From an optimization exercise on the open Yosys and OpenROAD flow, aimed at small area, a short achievable clock period and few clock cycles; shortcuts taken in it are not production practice.
Where RTL was checked, it was by simulation tests only, not by an equivalence proof against the original.
The series may have gaps, and a smaller design here may also do less where the tests do not look.
No functional check of the RTL was part of run 2.

===== flow/run.sh =====
#!/bin/bash
# synth_recipe.tcl (not shown) runs the flow's synth.tcl, then flattens the netlist and writes it again
# the make line also repeats each setting of config.mk as NAME=value (left out here)
make -C /OpenROAD-flow-scripts/flow DESIGN_CONFIG=/design/flow/config.mk WORK_HOME=/design/flow/orfs CLKGATE_MAP_FILE= SYNTH_SCRIPT=/design/flow/synth_recipe.tcl finish

===== flow/config.mk =====
export PLATFORM = sky130hd
export DESIGN_NAME = DoubleMul
export DESIGN_NICKNAME = DoubleMul
export VERILOG_FILES = /design/flow/design.v
export SDC_FILE = /design/flow/constraint.sdc
export NUM_CORES = 8
export LEC_CHECK = 0
export CAP_MARGIN = 40
export CORE_MARGIN = 2
export CORE_UTILIZATION = 22
export PLACE_DENSITY = 0.32
export SLEW_MARGIN = 40

===== flow/constraint.sdc =====
create_clock -name core_clock -period 12.0 [get_ports {i_clk}]
set_input_delay 2.4000 -clock core_clock [delete_from_list [all_inputs] [get_ports {i_clk}]]
set_output_delay 2.4000 -clock core_clock [all_outputs]
set_load 0.01 [all_outputs]

===== flow/design.v =====
package fmul_d_pkg;
typedef struct packed {
    logic busy;
    logic [4:0] ena;
    logic [63:0] a;
    logic [63:0] b;
    logic [63:0] result;
    logic zeroA;
    logic zeroB;
    logic [52:0] mantA;
    logic [52:0] mantB;
    logic [12:0] expAB;
    logic [11:0] expAlign;
    logic [104:0] mantAlign;
    logic [11:0] postShift;
    logic [104:0] mantPostScale;
    logic nanA;
    logic nanB;
    logic overflow;
    logic illegal_op;
} DoubleMul_registers;
endpackage
package imul53_pkg;
typedef struct packed {
    logic [15:0] delay;
    logic [6:0] shift;
    logic accum_ena;
    logic [55:0] b;
    logic [105:0] sum;
    logic overflow;
} imul53_registers;
endpackage
`timescale 1ns/10ps
module zeroenc #(
    parameter int iwidth = 105,                              
    parameter int shiftwidth = 7                             
)
(
    input logic [iwidth-1:0] i_value,                        
    output logic [shiftwidth-1:0] o_shift                    
);
logic [shiftwidth-1:0] wb_muxind[0: (iwidth + 1) - 1];
assign wb_muxind[iwidth] = '0;
for (genvar i = (iwidth - 1); i >= 0; i--) begin: shftgen
    assign wb_muxind[i] = (i_value[i] == 1'b1) ? i : wb_muxind[(i + 1)];
end: shftgen
assign o_shift = wb_muxind[0];
endmodule
`timescale 1ns/10ps
import imul53_pkg::*;
module imul53 #(
    parameter bit async_reset = 1'b0
)
(
    input logic i_clk,                                       
    input logic i_nrst,                                      
    input logic i_ena,                                       
    input logic [52:0] i_a,                                  
    input logic [52:0] i_b,                                  
    output logic [105:0] o_result,                           
    output logic [6:0] o_shift,                              
    output logic o_rdy,                                      
    output logic o_overflow                                  
);
logic [104:0] wb_sumInv;
logic [6:0] wb_lshift;
imul53_pkg::imul53_registers r, rin;
zeroenc #(
    .iwidth(105),
    .shiftwidth(7)
) enc0 (
    .i_value(wb_sumInv),
    .o_shift(wb_lshift)
);
always_comb
begin: comb_proc
    imul53_pkg::imul53_registers v;
    logic v_ena;
    logic [56:0] vb_mux[0: 17-1];
    logic [56:0] vb_sel;
    logic [6:0] vb_shift;
    logic [104:0] vb_sumInv;
    v_ena = 0;
    for (int i = 0; i < 17; i++) begin
        vb_mux[i] = 57'h000000000000000;
    end
    vb_sel = 0;
    vb_shift = 0;
    vb_sumInv = 0;
    v = r;
    vb_mux[0] = '0;
    vb_mux[1] = i_a;
    vb_mux[2] = {i_a, 1'h0};
    vb_mux[3] = (vb_mux[2] + vb_mux[1]);
    vb_mux[4] = {i_a, 2'h0};
    vb_mux[5] = (vb_mux[4] + vb_mux[1]);
    vb_mux[6] = (vb_mux[4] + vb_mux[2]);
    vb_mux[8] = {i_a, 3'h0};
    vb_mux[7] = (vb_mux[8] - vb_mux[1]);
    vb_mux[9] = (vb_mux[8] + vb_mux[1]);
    vb_mux[10] = (vb_mux[8] + vb_mux[2]);
    vb_mux[11] = (vb_mux[10] + vb_mux[1]);
    vb_mux[12] = (vb_mux[8] + vb_mux[4]);
    vb_mux[16] = {i_a, 4'h0};
    vb_mux[13] = (vb_mux[16] - vb_mux[3]);
    vb_mux[14] = (vb_mux[16] - vb_mux[2]);
    vb_mux[15] = (vb_mux[16] - vb_mux[1]);
    v_ena = i_ena;
    v.delay = {r.delay[14: 0], v_ena};
    if (i_ena == 1'b1) begin
        v.b = {3'h0, i_b};
        v.overflow = 1'b0;
        v.accum_ena = 1'b1;
        v.sum = '0;
        v.shift = '0;
    end else if (r.delay[13] == 1'b1) begin
        v.accum_ena = 1'b0;
    end
    case (r.b[55: 52])
    4'h1: begin
        vb_sel = vb_mux[1];
    end
    4'h2: begin
        vb_sel = vb_mux[2];
    end
    4'h3: begin
        vb_sel = vb_mux[3];
    end
    4'h4: begin
        vb_sel = vb_mux[4];
    end
    4'h5: begin
        vb_sel = vb_mux[5];
    end
    4'h6: begin
        vb_sel = vb_mux[6];
    end
    4'h7: begin
        vb_sel = vb_mux[7];
    end
    4'h8: begin
        vb_sel = vb_mux[8];
    end
    4'h9: begin
        vb_sel = vb_mux[9];
    end
    4'ha: begin
        vb_sel = vb_mux[10];
    end
    4'hb: begin
        vb_sel = vb_mux[11];
    end
    4'hc: begin
        vb_sel = vb_mux[12];
    end
    4'hd: begin
        vb_sel = vb_mux[13];
    end
    4'he: begin
        vb_sel = vb_mux[14];
    end
    4'hf: begin
        vb_sel = vb_mux[15];
    end
    default: begin
        vb_sel = '0;
    end
    endcase
    if (r.accum_ena == 1'b1) begin
        v.sum = ({r.sum, 4'h0} + vb_sel);
        v.b = {r.b, 4'h0};
    end
    for (int i = 0; i < 104; i++) begin
        vb_sumInv[(i + 1)] = r.sum[(103 - i)];
    end
    wb_sumInv = vb_sumInv;
    if (r.sum[105] == 1'b1) begin
        vb_shift = '1;
        v.overflow = 1'b1;
    end else if (r.sum[104] == 1'b1) begin
        vb_shift = '0;
    end else begin
        vb_shift = wb_lshift;
    end
    if (r.delay[14] == 1'b1) begin
        v.shift = vb_shift;
        v.overflow = 1'b0;
        if (vb_shift == 7'h7f) begin
            v.overflow = 1'b1;
        end
    end
    if (~async_reset && i_nrst == 1'b0) begin
        v = '0;
    end
    o_result = r.sum;
    o_shift = r.shift;
    o_overflow = r.overflow;
    o_rdy = r.delay[15];
    rin = v;
end: comb_proc
generate
    if (async_reset) begin: async_rst_gen
        always_ff @(posedge i_clk, negedge i_nrst) begin: rg_proc
            if (i_nrst == 1'b0) begin
                r <= '0;
            end else begin
                r <= rin;
            end
        end: rg_proc
    end: async_rst_gen
    else begin: no_rst_gen
        always_ff @(posedge i_clk) begin: rg_proc
            r <= rin;
        end: rg_proc
    end: no_rst_gen
endgenerate
endmodule
`timescale 1ns/10ps
import fmul_d_pkg::*;
module DoubleMul #(
    parameter bit async_reset = 1'b0
)
(
    input logic i_clk,                                       
    input logic i_nrst,                                      
    input logic i_ena,
    input logic [63:0] i_a,                                  
    input logic [63:0] i_b,                                  
    output logic [63:0] o_res,                               
    output logic o_illegal_op,
    output logic o_overflow,
    output logic o_valid,                                    
    output logic o_busy                                      
);
logic w_imul_ena;
logic [105:0] wb_imul_result;
logic [6:0] wb_imul_shift;
logic w_imul_rdy;
logic w_imul_overflow;
fmul_d_pkg::DoubleMul_registers r, rin;
imul53 #(
    .async_reset(async_reset)
) u_imul53 (
    .i_clk(i_clk),
    .i_nrst(i_nrst),
    .i_ena(w_imul_ena),
    .i_a(r.mantA),
    .i_b(r.mantB),
    .o_result(wb_imul_result),
    .o_shift(wb_imul_shift),
    .o_rdy(w_imul_rdy),
    .o_overflow(w_imul_overflow)
);
always_comb
begin: comb_proc
    fmul_d_pkg::DoubleMul_registers v;
    logic [4:0] vb_ena;
    logic signA;
    logic signB;
    logic [52:0] mantA;
    logic [52:0] mantB;
    logic zeroA;
    logic zeroB;
    logic [11:0] expAB_t;
    logic [12:0] expAB;
    logic [104:0] mantAlign;
    logic [12:0] expAlign_t;
    logic [12:0] expAlign;
    logic [11:0] postShift;
    logic [104:0] mantPostScale;
    logic [52:0] mantShort;
    logic [51:0] tmpMant05;
    logic mantOnes;
    logic mantEven;
    logic mant05;
    logic rndBit;
    logic nanA;
    logic nanB;
    logic mantZeroA;
    logic mantZeroB;
    logic v_res_sign;
    logic [10:0] vb_res_exp;
    logic [51:0] vb_res_mant;
    vb_ena = 0;
    signA = 0;
    signB = 0;
    mantA = 0;
    mantB = 0;
    zeroA = 0;
    zeroB = 0;
    expAB_t = 0;
    expAB = 0;
    mantAlign = 0;
    expAlign_t = 0;
    expAlign = 0;
    postShift = 0;
    mantPostScale = 0;
    mantShort = 0;
    tmpMant05 = 0;
    mantOnes = 0;
    mantEven = 0;
    mant05 = 0;
    rndBit = 0;
    nanA = 0;
    nanB = 0;
    mantZeroA = 0;
    mantZeroB = 0;
    v_res_sign = 0;
    vb_res_exp = 0;
    vb_res_mant = 0;
    v = r;
    vb_ena[0] = (i_ena && (~r.busy));
    vb_ena[1] = r.ena[0];
    vb_ena[4: 2] = {r.ena[3: 2], w_imul_rdy};
    v.ena = vb_ena;
    if (i_ena == 1'b1) begin
        v.busy = 1'b1;
        v.overflow = 1'b0;
        v.a = i_a;
        v.b = i_b;
    end
    signA = r.a[63];
    signB = r.b[63];
    if ((|r.a[62: 0]) == 1'b0) begin
        zeroA = 1'b1;
    end
    if ((|r.b[62: 0]) == 1'b0) begin
        zeroB = 1'b1;
    end
    mantA[51: 0] = r.a[51: 0];
    mantA[52] = 1'h0;
    if ((|r.a[62: 52]) == 1'b1) begin
        mantA[52] = 1'h1;
    end
    mantB[51: 0] = r.b[51: 0];
    mantB[52] = 1'h0;
    if ((|r.b[62: 52]) == 1'b1) begin
        mantB[52] = 1'h1;
    end
    expAB_t = ({1'h0, r.a[62: 52]} + {1'h0, r.b[62: 52]});
    expAB = ({1'h0, expAB_t} - 13'h03ff);
    if (r.ena[0] == 1'b1) begin
        v.expAB = expAB;
        v.zeroA = zeroA;
        v.zeroB = zeroB;
        v.mantA = mantA;
        v.mantB = mantB;
    end
    w_imul_ena = r.ena[1];
    if (wb_imul_result[105] == 1'b1) begin
        mantAlign = wb_imul_result[105: 1];
    end else if (wb_imul_result[104] == 1'b1) begin
        mantAlign = wb_imul_result[104: 0];
    end else begin
        for (int i = 1; i < 105; i++) begin
            if (i == int'(wb_imul_shift)) begin
                mantAlign = (wb_imul_result << i);
            end
        end
    end
    expAlign_t = (r.expAB + 1);
    if (wb_imul_result[105] == 1'b1) begin
        expAlign = expAlign_t;
    end else if (((|r.a[62: 52]) == 1'b0) || ((|r.b[62: 52]) == 1'b0)) begin
        expAlign = (expAlign_t - {6'h00, wb_imul_shift});
    end else begin
        expAlign = (r.expAB - {6'h00, wb_imul_shift});
    end
    if ((expAlign[12] == 1'b1) || ((|expAlign) == 1'b0)) begin
        if (((|wb_imul_shift) == 1'b0)
                || (wb_imul_result[105] == 1'b1)
                || ((|r.a[62: 52]) == 1'b0)
                || ((|r.b[62: 52]) == 1'b0)) begin
            postShift = ((~expAlign[11: 0]) + 12'h002);
        end else begin
            postShift = ((~expAlign[11: 0]) + 1);
        end
    end
    if (w_imul_rdy == 1'b1) begin
        v.expAlign = expAlign[11: 0];
        v.mantAlign = mantAlign;
        v.postShift = postShift;
        v.nanA = 1'b0;
        if (r.a[62: 52] == 11'h7ff) begin
            v.nanA = 1'b1;
        end
        v.nanB = 1'b0;
        if (r.b[62: 52] == 11'h7ff) begin
            v.nanB = 1'b1;
        end
        v.overflow = 1'b0;
        if ((expAlign[12] == 1'b0) && (expAlign >= 13'h07ff)) begin
            v.overflow = 1'b1;
        end
    end
    if ((|r.postShift) == 1'b0) begin
        mantPostScale = r.mantAlign;
    end else if (r.postShift < 12'h069) begin
        for (int i = 1; i < 105; i++) begin
            if (i == int'(r.postShift)) begin
                mantPostScale = (r.mantAlign >> i);
            end
        end
    end
    if (r.ena[2] == 1'b1) begin
        v.mantPostScale = mantPostScale;
    end
    mantShort = r.mantPostScale[104: 52];
    tmpMant05 = r.mantPostScale[51: 0];
    if (mantShort == 53'h1fffffffffffff) begin
        mantOnes = 1'b1;
    end
    mantEven = r.mantPostScale[52];
    if (tmpMant05 == 52'h8000000000000) begin
        mant05 = 1'b1;
    end
    rndBit = (r.mantPostScale[51] && (~(mant05 && (~mantEven))));
    if (r.a[62: 52] == 11'h7ff) begin
        nanA = 1'b1;
    end
    if (r.b[62: 52] == 11'h7ff) begin
        nanB = 1'b1;
    end
    if ((|r.a[51: 0]) == 1'b0) begin
        mantZeroA = 1'b1;
    end
    if ((|r.b[51: 0]) == 1'b0) begin
        mantZeroB = 1'b1;
    end
    if ((nanA && mantZeroA && r.zeroB) || (nanB && mantZeroB && r.zeroA)) begin
        v_res_sign = 1'h1;
    end else if ((nanA && (~mantZeroA)) == 1'b1) begin
        v_res_sign = (signA || (nanA && signB));
    end else if ((nanB && (~mantZeroB)) == 1'b1) begin
        v_res_sign = signB;
    end else begin
        v_res_sign = (r.a[63] ^ r.b[63]);
    end
    if (nanA == 1'b1) begin
        vb_res_exp = r.a[62: 52];
    end else if (nanB == 1'b1) begin
        vb_res_exp = r.b[62: 52];
    end else if ((r.expAlign[11] || r.zeroA || r.zeroB) == 1'b1) begin
        vb_res_exp = '0;
    end else if (r.overflow == 1'b1) begin
        vb_res_exp = '1;
    end else begin
        vb_res_exp = (r.expAlign[10: 0]
                + (mantOnes && rndBit && (~r.overflow)));
    end
    if ((nanA && mantZeroA && (~mantZeroB))
            || (nanB && mantZeroB && (~mantZeroA))
            || ((~nanA) && (~nanB) && r.overflow)) begin
        vb_res_mant = '0;
    end else if ((nanA && (~(nanB && signB))) == 1'b1) begin
        vb_res_mant = {1'h1, r.a[50: 0]};
    end else if (nanB == 1'b1) begin
        vb_res_mant = {1'h1, r.b[50: 0]};
    end else begin
        vb_res_mant = (mantShort[51: 0] + rndBit);
    end
    if (r.ena[3] == 1'b1) begin
        v.result = {v_res_sign, vb_res_exp, vb_res_mant};
        v.illegal_op = (nanA || nanB);
        v.busy = 1'b0;
    end
    if (~async_reset && i_nrst == 1'b0) begin
        v = '0;
    end
    o_res = r.result;
    o_illegal_op = r.illegal_op;
    o_overflow = r.overflow;
    o_valid = r.ena[4];
    o_busy = r.busy;
    rin = v;
end: comb_proc
generate
    if (async_reset) begin: async_rst_gen
        always_ff @(posedge i_clk, negedge i_nrst) begin: rg_proc
            if (i_nrst == 1'b0) begin
                r <= '0;
            end else begin
                r <= rin;
            end
        end: rg_proc
    end: async_rst_gen
    else begin: no_rst_gen
        always_ff @(posedge i_clk) begin: rg_proc
            r <= rin;
        end: rg_proc
    end: no_rst_gen
endgenerate
endmodule

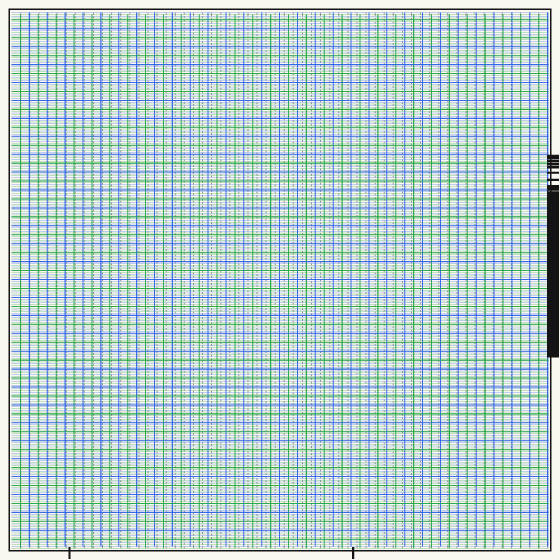
Run 1: power grid
Pins as bars on the die edge. Tap cells in gray.
Key: blue = VDD; green = VSS
199 signal pins sit on the boundary. 300 met1 rails follow the rows.

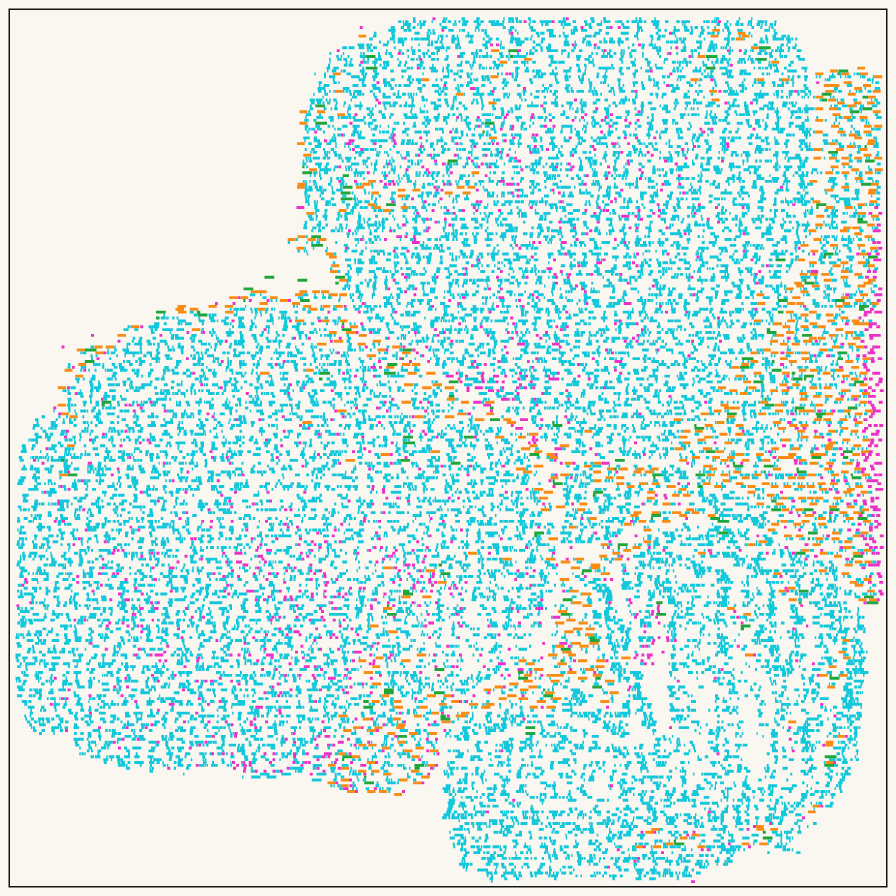
Run 1: cell classes on the final placement
Key: orange = flops [cells 741]; cyan = combinational and other logic [cells 18994]; green = clock drivers and dummy loads [cells 212]; magenta = other buffers and delay cells [cells 1556]

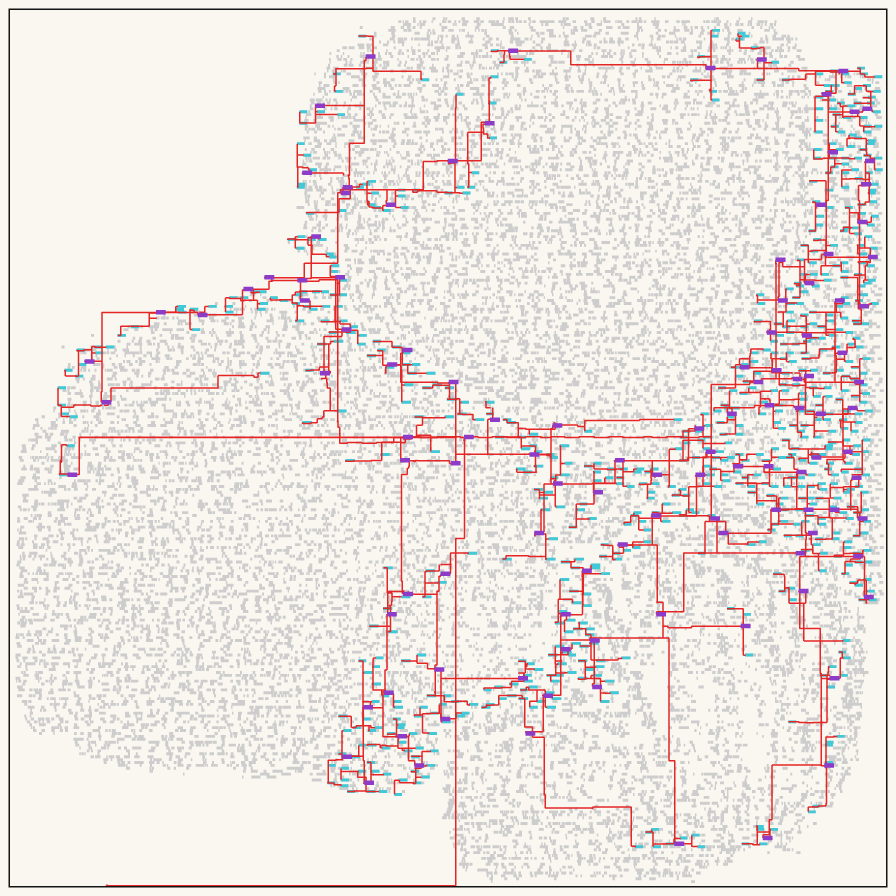
Run 1: clock wires, drivers and flops
Key: cyan = flip-flops [count 741]; purple = clock drivers [count 116]; red = clock wires [length 18600 um]
There are 117 routed clock nets.
Worst-Skew Late Latency: 1000 ps
skew final: 164 ps

==> summary.txt, run 1 <==
outcome timing/DRC/antenna clean; post-synthesis mux area share 0.0292; Hold-fix buffers, CTS 0; GRT Util Overall 0.401; HP Class reg -> reg; Die W 820 um; fin crit period 11000 ps; die area 673000 um2; worst reg2reg path depth 39; most common cell after layout, fill and taps aside a21oi_1; most frequent cells in the layout a21oi_1, nor2_1, o21ai_0; Mapped Cells 23122; placer congestion estimate 1.05; CTS Buffer Depth 4; Die Ht 820 um; crit path launch type flop; Post-synth ARST share 0; initial antenna violation count 194; # fillers 74938; most repeated library cell on the critical path a21oi_1; port bufs 198; Worst slew margin 0.243; Hold Crit Start u_imul53.r[182]$_SDFF_PN0_; Max Slew Vio Count 0; Yosys top cell area share 0.101; 1st-iter DRT viols 46722; Worst path max stage delay 850 ps; layout cells sized above 1 0.109; reg-to-reg endpoint u_imul53.r[105]$_SDFFE_PN0P_; WHS 415 ps; detailed-route wire length 1440000 um; Final period util 0.916; Post-Syn Nets 23657; RSZ-0062 raised after global routing false; Final HPWL DP 950000 um; cells resized by post-CTS repair 0; setup_tns 0 ps; CP Capture Type flop; synth-to-layout area growth 12.2%; CTS tree done; Initial DRT Pass Iterations 17; register area share after synthesis 0.101; final setup fails 0; Synthesis Warnings 5
Testbench counts for the RTL of run 1, summed over its fixed seeds: cycles 100,800.
[run 1: worst max-delay path: cells and delay by family (launching register included)]
kind                     cells  cell delay (ps)
AND/OR/NAND/NOR             10             2090
AO/OA/AOI/OAI               22             5690
flip-flops                   1              850
adder cells (fa/ha/maj)      3             1220
XOR/XNOR                     3              700
buffers and inverters        1              210
[run 1: area by class of cell]
class	instances	area, um2	area share
clock buffer	156	3310	0.0201
sequential	741	15300	0.0932
tap	8879	11100	0.0676
clock inverter	56	694	0.00422
inverter	290	1100	0.00668
multi-input combinational	18704	120000	0.729
antenna	159	398	0.00242
timing repair buffer	1556	12600	0.0764
[run 1: routing by layer]
| layer | vias up | GRT usage | wire [um] |
|---|---|---|---|
| met2 | 22671 | 0.532 | 536000 |
| li1 | 86962 | - | - |
| met1 | 112835 | 0.501 | 553000 |
| met3 | 6445 | 0.203 | 222000 |
| met4 | 139 | 0.255 | 123000 |
| met5 | - | 0.0273 | 3120 |
[run 1: worst max path at each step]
stage / from / end / slack [ps] / depth (start not counted)
3_5_place_dp: r[306]$_SDFFE_PN0P_ / u_imul53.r[105]$_SDFFE_PN0P_ / 1290 / 39
4_1_cts: r[306]$_SDFFE_PN0P_ / u_imul53.r[105]$_SDFFE_PN0P_ / 1120 / 39
2_1_floorplan: r[314]$_SDFFE_PN0P_ / u_imul53.r[105]$_SDFFE_PN0P_ / 3730 / 35
6_report: r[306]$_SDFFE_PN0P_ / u_imul53.r[105]$_SDFFE_PN0P_ / 1000 / 39
5_1_grt: r[306]$_SDFFE_PN0P_ / u_imul53.r[105]$_SDFFE_PN0P_ / 80 / 39
3_3_place_gp: r[313]$_SDFFE_PN0P_ / u_imul53.r[105]$_SDFFE_PN0P_ / 1020 / 36
[run 1: metrics by stage]
step	util	std cells	setup slack (ps)	area (um2)
2_1_floorplan	-	23122	3730	147000
4_1_cts	0.246	30368	1120	163000
3_3_place_gp	0.239	30142	1020	159000
5_1_grt	0.247	30407	75.8	164000
6_report	0.248	30541	1000	164000
3_5_place_dp	0.240	30156	1290	159000
[run 1: sequential cells by signal, indices dropped and copies added, names as in the netlist]
| name | cells |
|---|---|
| r | 555 |
| u_imul53.r | 186 |
==> run 2: too many edits to list; what changed since run 1 <==
flow/design.v: 493 -> 9115 lines; modules unchanged: 0
  lzc64: new, 38 lines
  mul53: new, 8947 lines
  DoubleMul: edited, 274 -> 128 lines
  removed: zeroenc, imul53
==> module lzc64 as of run 2 <==
module lzc64 (
    input logic [63:0] i_value,
    output logic [6:0] o_lz
);
logic [31:0] v1;
logic [31:0] p1;
logic [15:0] v2;
logic [31:0] p2;
logic [7:0] v3;
logic [23:0] p3;
logic [3:0] v4;
logic [15:0] p4;
logic [1:0] v5;
logic [9:0] p5;
logic [5:0] p6;
for (genvar i = 0; i < 32; i++) begin: l1
    assign v1[i] = i_value[2*i+1] | i_value[2*i];
    assign p1[i] = ~i_value[2*i+1];
end
for (genvar i = 0; i < 16; i++) begin: l2
    assign v2[i] = v1[2*i+1] | v1[2*i];
    assign p2[2*i+1:2*i] = v1[2*i+1] ? {1'b0, p1[2*i+1]} : {1'b1, p1[2*i]};
end
for (genvar i = 0; i < 8; i++) begin: l3
    assign v3[i] = v2[2*i+1] | v2[2*i];
    assign p3[3*i+2:3*i] = v2[2*i+1] ? {1'b0, p2[4*i+3:4*i+2]} : {1'b1, p2[4*i+1:4*i]};
end
for (genvar i = 0; i < 4; i++) begin: l4
    assign v4[i] = v3[2*i+1] | v3[2*i];
    assign p4[4*i+3:4*i] = v3[2*i+1] ? {1'b0, p3[6*i+5:6*i+3]} : {1'b1, p3[6*i+2:6*i]};
end
for (genvar i = 0; i < 2; i++) begin: l5
    assign v5[i] = v4[2*i+1] | v4[2*i];
    assign p5[5*i+4:5*i] = v4[2*i+1] ? {1'b0, p4[8*i+7:8*i+4]} : {1'b1, p4[8*i+3:8*i]};
end
assign p6 = v5[1] ? {1'b0, p5[9:5]} : {1'b1, p5[4:0]};
assign o_lz = (v5[1] | v5[0]) ? {1'b0, p6} : 7'd64;
endmodule
==> module DoubleMul as of run 2 <==
module DoubleMul #(
    parameter bit async_reset = 1'b0
)
(
    input logic i_clk,                                       
    input logic i_nrst,                                      
    input logic i_ena,
    input logic [63:0] i_a,                                  
    input logic [63:0] i_b,                                  
    output logic [63:0] o_res,                               
    output logic o_illegal_op,
    output logic o_overflow,
    output logic o_valid,                                    
    output logic o_busy                                      
);
logic [10:0] ea, eb;
logic [51:0] fa, fb;
logic sA, sB;
logic ezA, ezB, nanA, nanB, mzA, mzB, zeroA, zeroB;
logic [105:0] ps, pc;
assign sA = i_a[63];
assign sB = i_b[63];
assign ea = i_a[62:52];
assign eb = i_b[62:52];
assign fa = i_a[51:0];
assign fb = i_b[51:0];
assign ezA = ~|ea;
assign ezB = ~|eb;
assign nanA = &ea;
assign nanB = &eb;
assign mzA = ~|fa;
assign mzB = ~|fb;
assign zeroA = ezA & mzA;
assign zeroB = ezB & mzB;
mul53 u_mul (
    .a({~ezA, fa}),
    .b({~ezB, fb}),
    .s(ps),
    .c(pc)
);
logic [51:0] sub;
logic [6:0] lz;
logic [12:0] e0, xe, nsh;
logic [6:0] z;
logic f, nan, zero, slow, rot;
assign sub = ezA ? fa : fb;
lzc64 u_lzc (
    .i_value({sub, 1'b1, 11'd0}),
    .o_lz(lz)
);
assign z = (ezA | ezB) ? lz + 7'd1 : 7'd0;
assign e0 = {2'b00, ea[10:1], ea[0] | ezA} + {2'b00, eb[10:1], eb[0] | ezB} - 13'd1023;
assign xe = e0 - {6'd0, z};                                  
assign f = xe[12] | ~|xe;                                    
assign nsh = xe[12] ? e0 : {6'd0, z};                       
assign nan = nanA | nanB;
assign zero = ~nan & (zeroA | zeroB | (xe[12] & (xe <= 13'h1fca)));  
assign slow = ~nan & ~zero & (|nsh);
assign rot = ~nsh[12];
logic nanZ, sgn;
logic [51:0] nanm;
assign nanZ = (nanA & mzA & ~mzB) | (nanB & mzB & ~mzA);
assign nanm = nanZ ? 52'd0 : {1'b1, (nanA & ~(nanB & sB)) ? i_a[50:0] : i_b[50:0]};
always_comb begin
    if ((nanA & mzA & zeroB) | (nanB & mzB & zeroA)) sgn = 1'b1;
    else if (nanA & ~mzA) sgn = sA | sB;
    else if (nanB & ~mzB) sgn = sB;
    else sgn = sA ^ sB;
end
logic [105:0] r_s, r_c, p;
logic [51:0] r_nanm;
logic [11:0] r_e;
logic r_f, r_nan, r_zero, r_sgn, r_rot, r_busy, r_valid;
logic [6:0] r_cnt;
logic done;
assign done = r_rot ? (r_cnt == 7'd105) : (&r_cnt);
always_ff @(posedge i_clk) begin
    if (r_busy) begin
        r_s <= {r_rot & p[0], p[105:1]};
        r_c <= '0;
    end else begin
        r_s <= ps;
        r_c <= pc;
    end
    if (~r_busy) begin
        r_nanm <= nanm;
        r_e <= f ? 12'd0 : xe[11:0];
        r_f <= f;
        r_nan <= nan;
        r_zero <= zero;
        r_sgn <= sgn;
        r_rot <= rot;
        r_cnt <= nsh[6:0];
    end else begin
        r_cnt <= r_cnt + 7'd1;
    end
    if (~i_nrst) begin
        r_busy <= 1'b0;
        r_valid <= 1'b0;
    end else if (r_busy) begin
        r_busy <= ~done;
        r_valid <= done;
    end else begin
        r_busy <= i_ena & slow;
        r_valid <= i_ena & ~slow;
    end
end
logic [12:0] ealign;
logic ovf, rnd, ones;
logic [104:0] mps;
logic [10:0] e_n;
logic [51:0] m_n;
assign p = r_s + r_c;
assign ealign = {1'b0, r_e} + {12'd0, p[105]};
assign ovf = ealign >= 13'd2047;
assign mps = (p[105] | r_f) ? p[105:1] : p[104:0];
assign rnd = mps[51] & ~(~|mps[50:0] & ~mps[52]);
assign ones = &mps[104:52];
assign e_n = ealign[11] ? 11'd0 : (ovf ? 11'h7ff : ealign[10:0] + {10'd0, ones & rnd});
assign m_n = ovf ? 52'd0 : mps[103:52] + {51'd0, rnd};
assign o_res = {r_sgn,
                r_nan ? 11'h7ff : (r_zero ? 11'd0 : e_n),
                r_nan ? r_nanm : (r_zero ? 52'd0 : m_n)};
assign o_illegal_op = r_nan;
assign o_overflow = ovf;
assign o_valid = r_valid;
assign o_busy = r_busy;
endmodule
--- a/flow/config.mk
+++ b/flow/config.mk
@@ -6,7 +6,8 @@
 export NUM_CORES = 8
 export LEC_CHECK = 0
+export ABC_AREA = 1
 export CAP_MARGIN = 40
 export CORE_MARGIN = 2
-export CORE_UTILIZATION = 22
-export PLACE_DENSITY = 0.32
+export CORE_UTILIZATION = 45
+export PLACE_DENSITY = 0.6
 export SLEW_MARGIN = 40
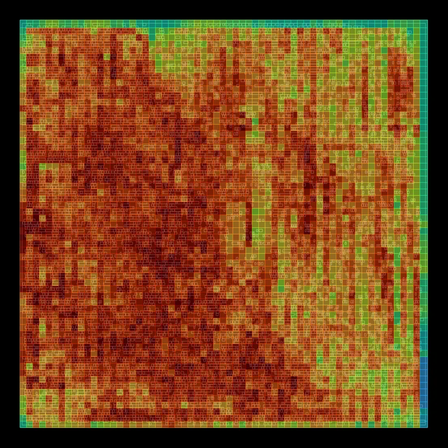
Run 2: congestion heat map
Wirelength per Cell: 37.7 um
most used routing layer: met2
met3 usage: 0.262
met1 global-route usage: 0.608

==> run 2 against run 1 <==
  * Synthesized area down 43%
  * Critical endpoint is now o_res[6]
  * Sequential share of layout area shrank 2.1 points
  * Register-to-register slack better by 7300 ps
==> summary.txt, run 2 <==
outcome timing/DRC/antenna clean; Largest regs r_s x106, r_c x105, r_nanm x52; Post-synth ARST share 0; most common cell after layout, fill and taps aside inv_1; Largest Register r_s; Routed Antenna Nets 0; RSZ-0062 raised after global routing false; fin crit period 10310 ps; HP Class reg -> reg; most frequent cells in the layout inv_1, nand2_1, xor2_1; layout cells sized above 1 0.0549; Post-Syn Nets 12845; Yosys reg bits 289; Die W 436 um; crit path launch type flop; Initial DRT Pass Iterations 11; fin util 0.483; Final HPWL DP 364000 um; Worst slew margin 0.318; CP Capture Type output pin; die area 190000 um2; synth-to-layout area growth 6.66%; top post-synthesis cells by area fa_1, xor2_1, o22ai_1, inv_1, nand2_1; Worst path max stage delay 650 ps; register area share after synthesis 0.0771; cells resized by post-CTS repair 0; Worst EP required 9600 ps; Synthesis Warnings 1; 1st-iter DRT viols 14175; port bufs 198; Max Slew Vio Count 0; Post-Syn Area per Cell 7.52 um2; placer congestion estimate 1.08; initial antenna violation count 58; io pins 199; Post-synth EDFFs 69; Mapped Cells 11176; Setup WS post-layout 1690 ps; max reg flops 106; pre-CTS WS 1990 ps; Final period util 0.859; most repeated library cell on the critical path inv_1; Die Ht 436 um; detailed-route wire length 505000 um; CTS Buffer Depth 3; Yosys top cell area share 0.312; CTS tree done; final setup fails 0; Hold-fix buffers, CTS 0; setup_tns 0 ps; GRT Util Overall 0.518; vias in the first global route 89725
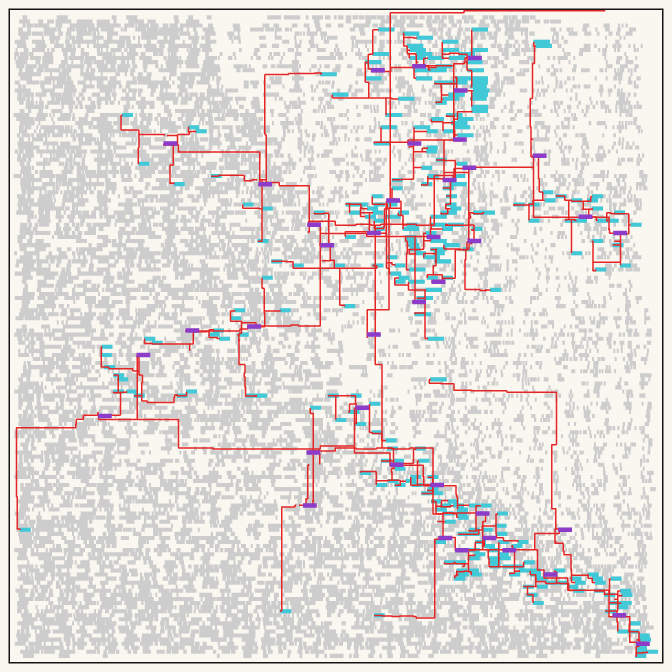
Run 2: clock wires, drivers and flops
Key: purple = clock drivers [count 40]; red = clock wires [length 6470 um]; cyan = flip-flops [count 289]
There are 41 routed clock nets.
Worst-Skew Late Latency: 680 ps
skew final: 74.9 ps

## run 2: changes by cell type after synthesis, sizes merged, moves of 1302 or more
cell	delta
fa	+1302
clkbuf	-1992
inv	+1724
o21ai	-1696
nor2	-1588
a21oi	-1869
## run 2: path summary, 6_finish.rpt
check                     end                from  cells past startpoint  slack [ps]
max                  o_res[6]  r_c[40]$_SDFF_PP0_                     33        1690
min          r_cnt[0]$_DFF_P_    r_cnt[0]$_DFF_P_                      1         500
max reg2reg   r_s[71]$_DFF_P_     r_s[71]$_DFF_P_                     11        8260
min reg2reg  r_cnt[0]$_DFF_P_    r_cnt[0]$_DFF_P_                      1         500
## run 2: cell type report
| cell class | count | area [um2] |
|---|---|---|
| repair buffers | 446 | 3880 |
| flip-flops and latches | 289 | 6480 |
| clock inverters | 22 | 338 |
| diodes | 42 | 105 |
| fillers | 18640 | 95800 |
| multi-input cells | 8035 | 66800 |
| inverters | 2052 | 7780 |
| well taps | 2480 | 3100 |
| clock buffers | 52 | 1110 |
## run 2: critical path: cells and delay by family, from the launching register on
kind	cells	cell delay (ps)
adders and majority gates	3	710
buffers and inverters	8	1940
DFF	1	580
and+or+nand+nor	16	2490
xor gates and xnor gates	1	270
AOI/OAI and AO/OA	5	1260
## run 2: kinds of logic (layout without fill, tap and decap cells)
family,Yosys count,after routing,synth area share
AO/OA/AOI/OAI,2041,2041,0.145
XOR/XNOR,1487,1487,0.155
adder cells (fa/ha/maj),1538,1538,0.346
buffers and inverters,2852,2572,0.129
flip-flops,289,289,0.0771
multiplexers,1,1,0.000119
other,1,43,0.0000446
AND/OR/NAND/NOR,2967,2967,0.148
## run 2: through the flow
step / std cells / instance area [um2] / hold slack [ps]
6_report: 13418 / 89600 / 503
5_1_grt: 13394 / 89500 / 563
4_1_cts: 13375 / 89400 / 506
3_5_place_dp: 13301 / 88000 / 490
3_3_place_gp: 13298 / 87800 / 479
2_1_floorplan: 11176 / 84000 / 460
## run 2: per-layer routing
layer / routed length (um) / GRT usage / up-vias
li1: - / - / 34782
met5: 1160 / 0.0370 / -
met2: 199000 / 0.731 / 8737
met1: 174000 / 0.608 / 43359
met4: 48900 / 0.355 / 61
met3: 82600 / 0.262 / 2877

## separate check: timing with driven ports
Ports are ideal in the flow. The routed layouts listed here were re-timed in OpenROAD.
Step 1 sets driving cells, clkbuf_16 on the clock port and buf_2 on the other inputs (assumed; they add their load-dependent delay and slew).
Step 2 also shifts input and output timing later by t, the mid clock arrival at the registers, as if the neighbouring blocks saw the same clock.
a / b / c = no drivers / after step 1 / after step 2; a / b = the first two.
| run | t (ns) | slack for setup (ns) | worst setup path at the end | cell pins on the clock port's net |
|---|---|---|---|---|
| run 1 | 1.045 | 1.005 / 1.005 / 1.005 | register to register | 1 |
| run 2 | 0.731 | 1.689 / 1.603 / 1.260 | input to register | 1 |
After both steps every run listed still meets setup and hold. For run 2, which loses most, drivers alone change the setup slack by -0.086 ns; drivers and shift together by -0.429 ns.
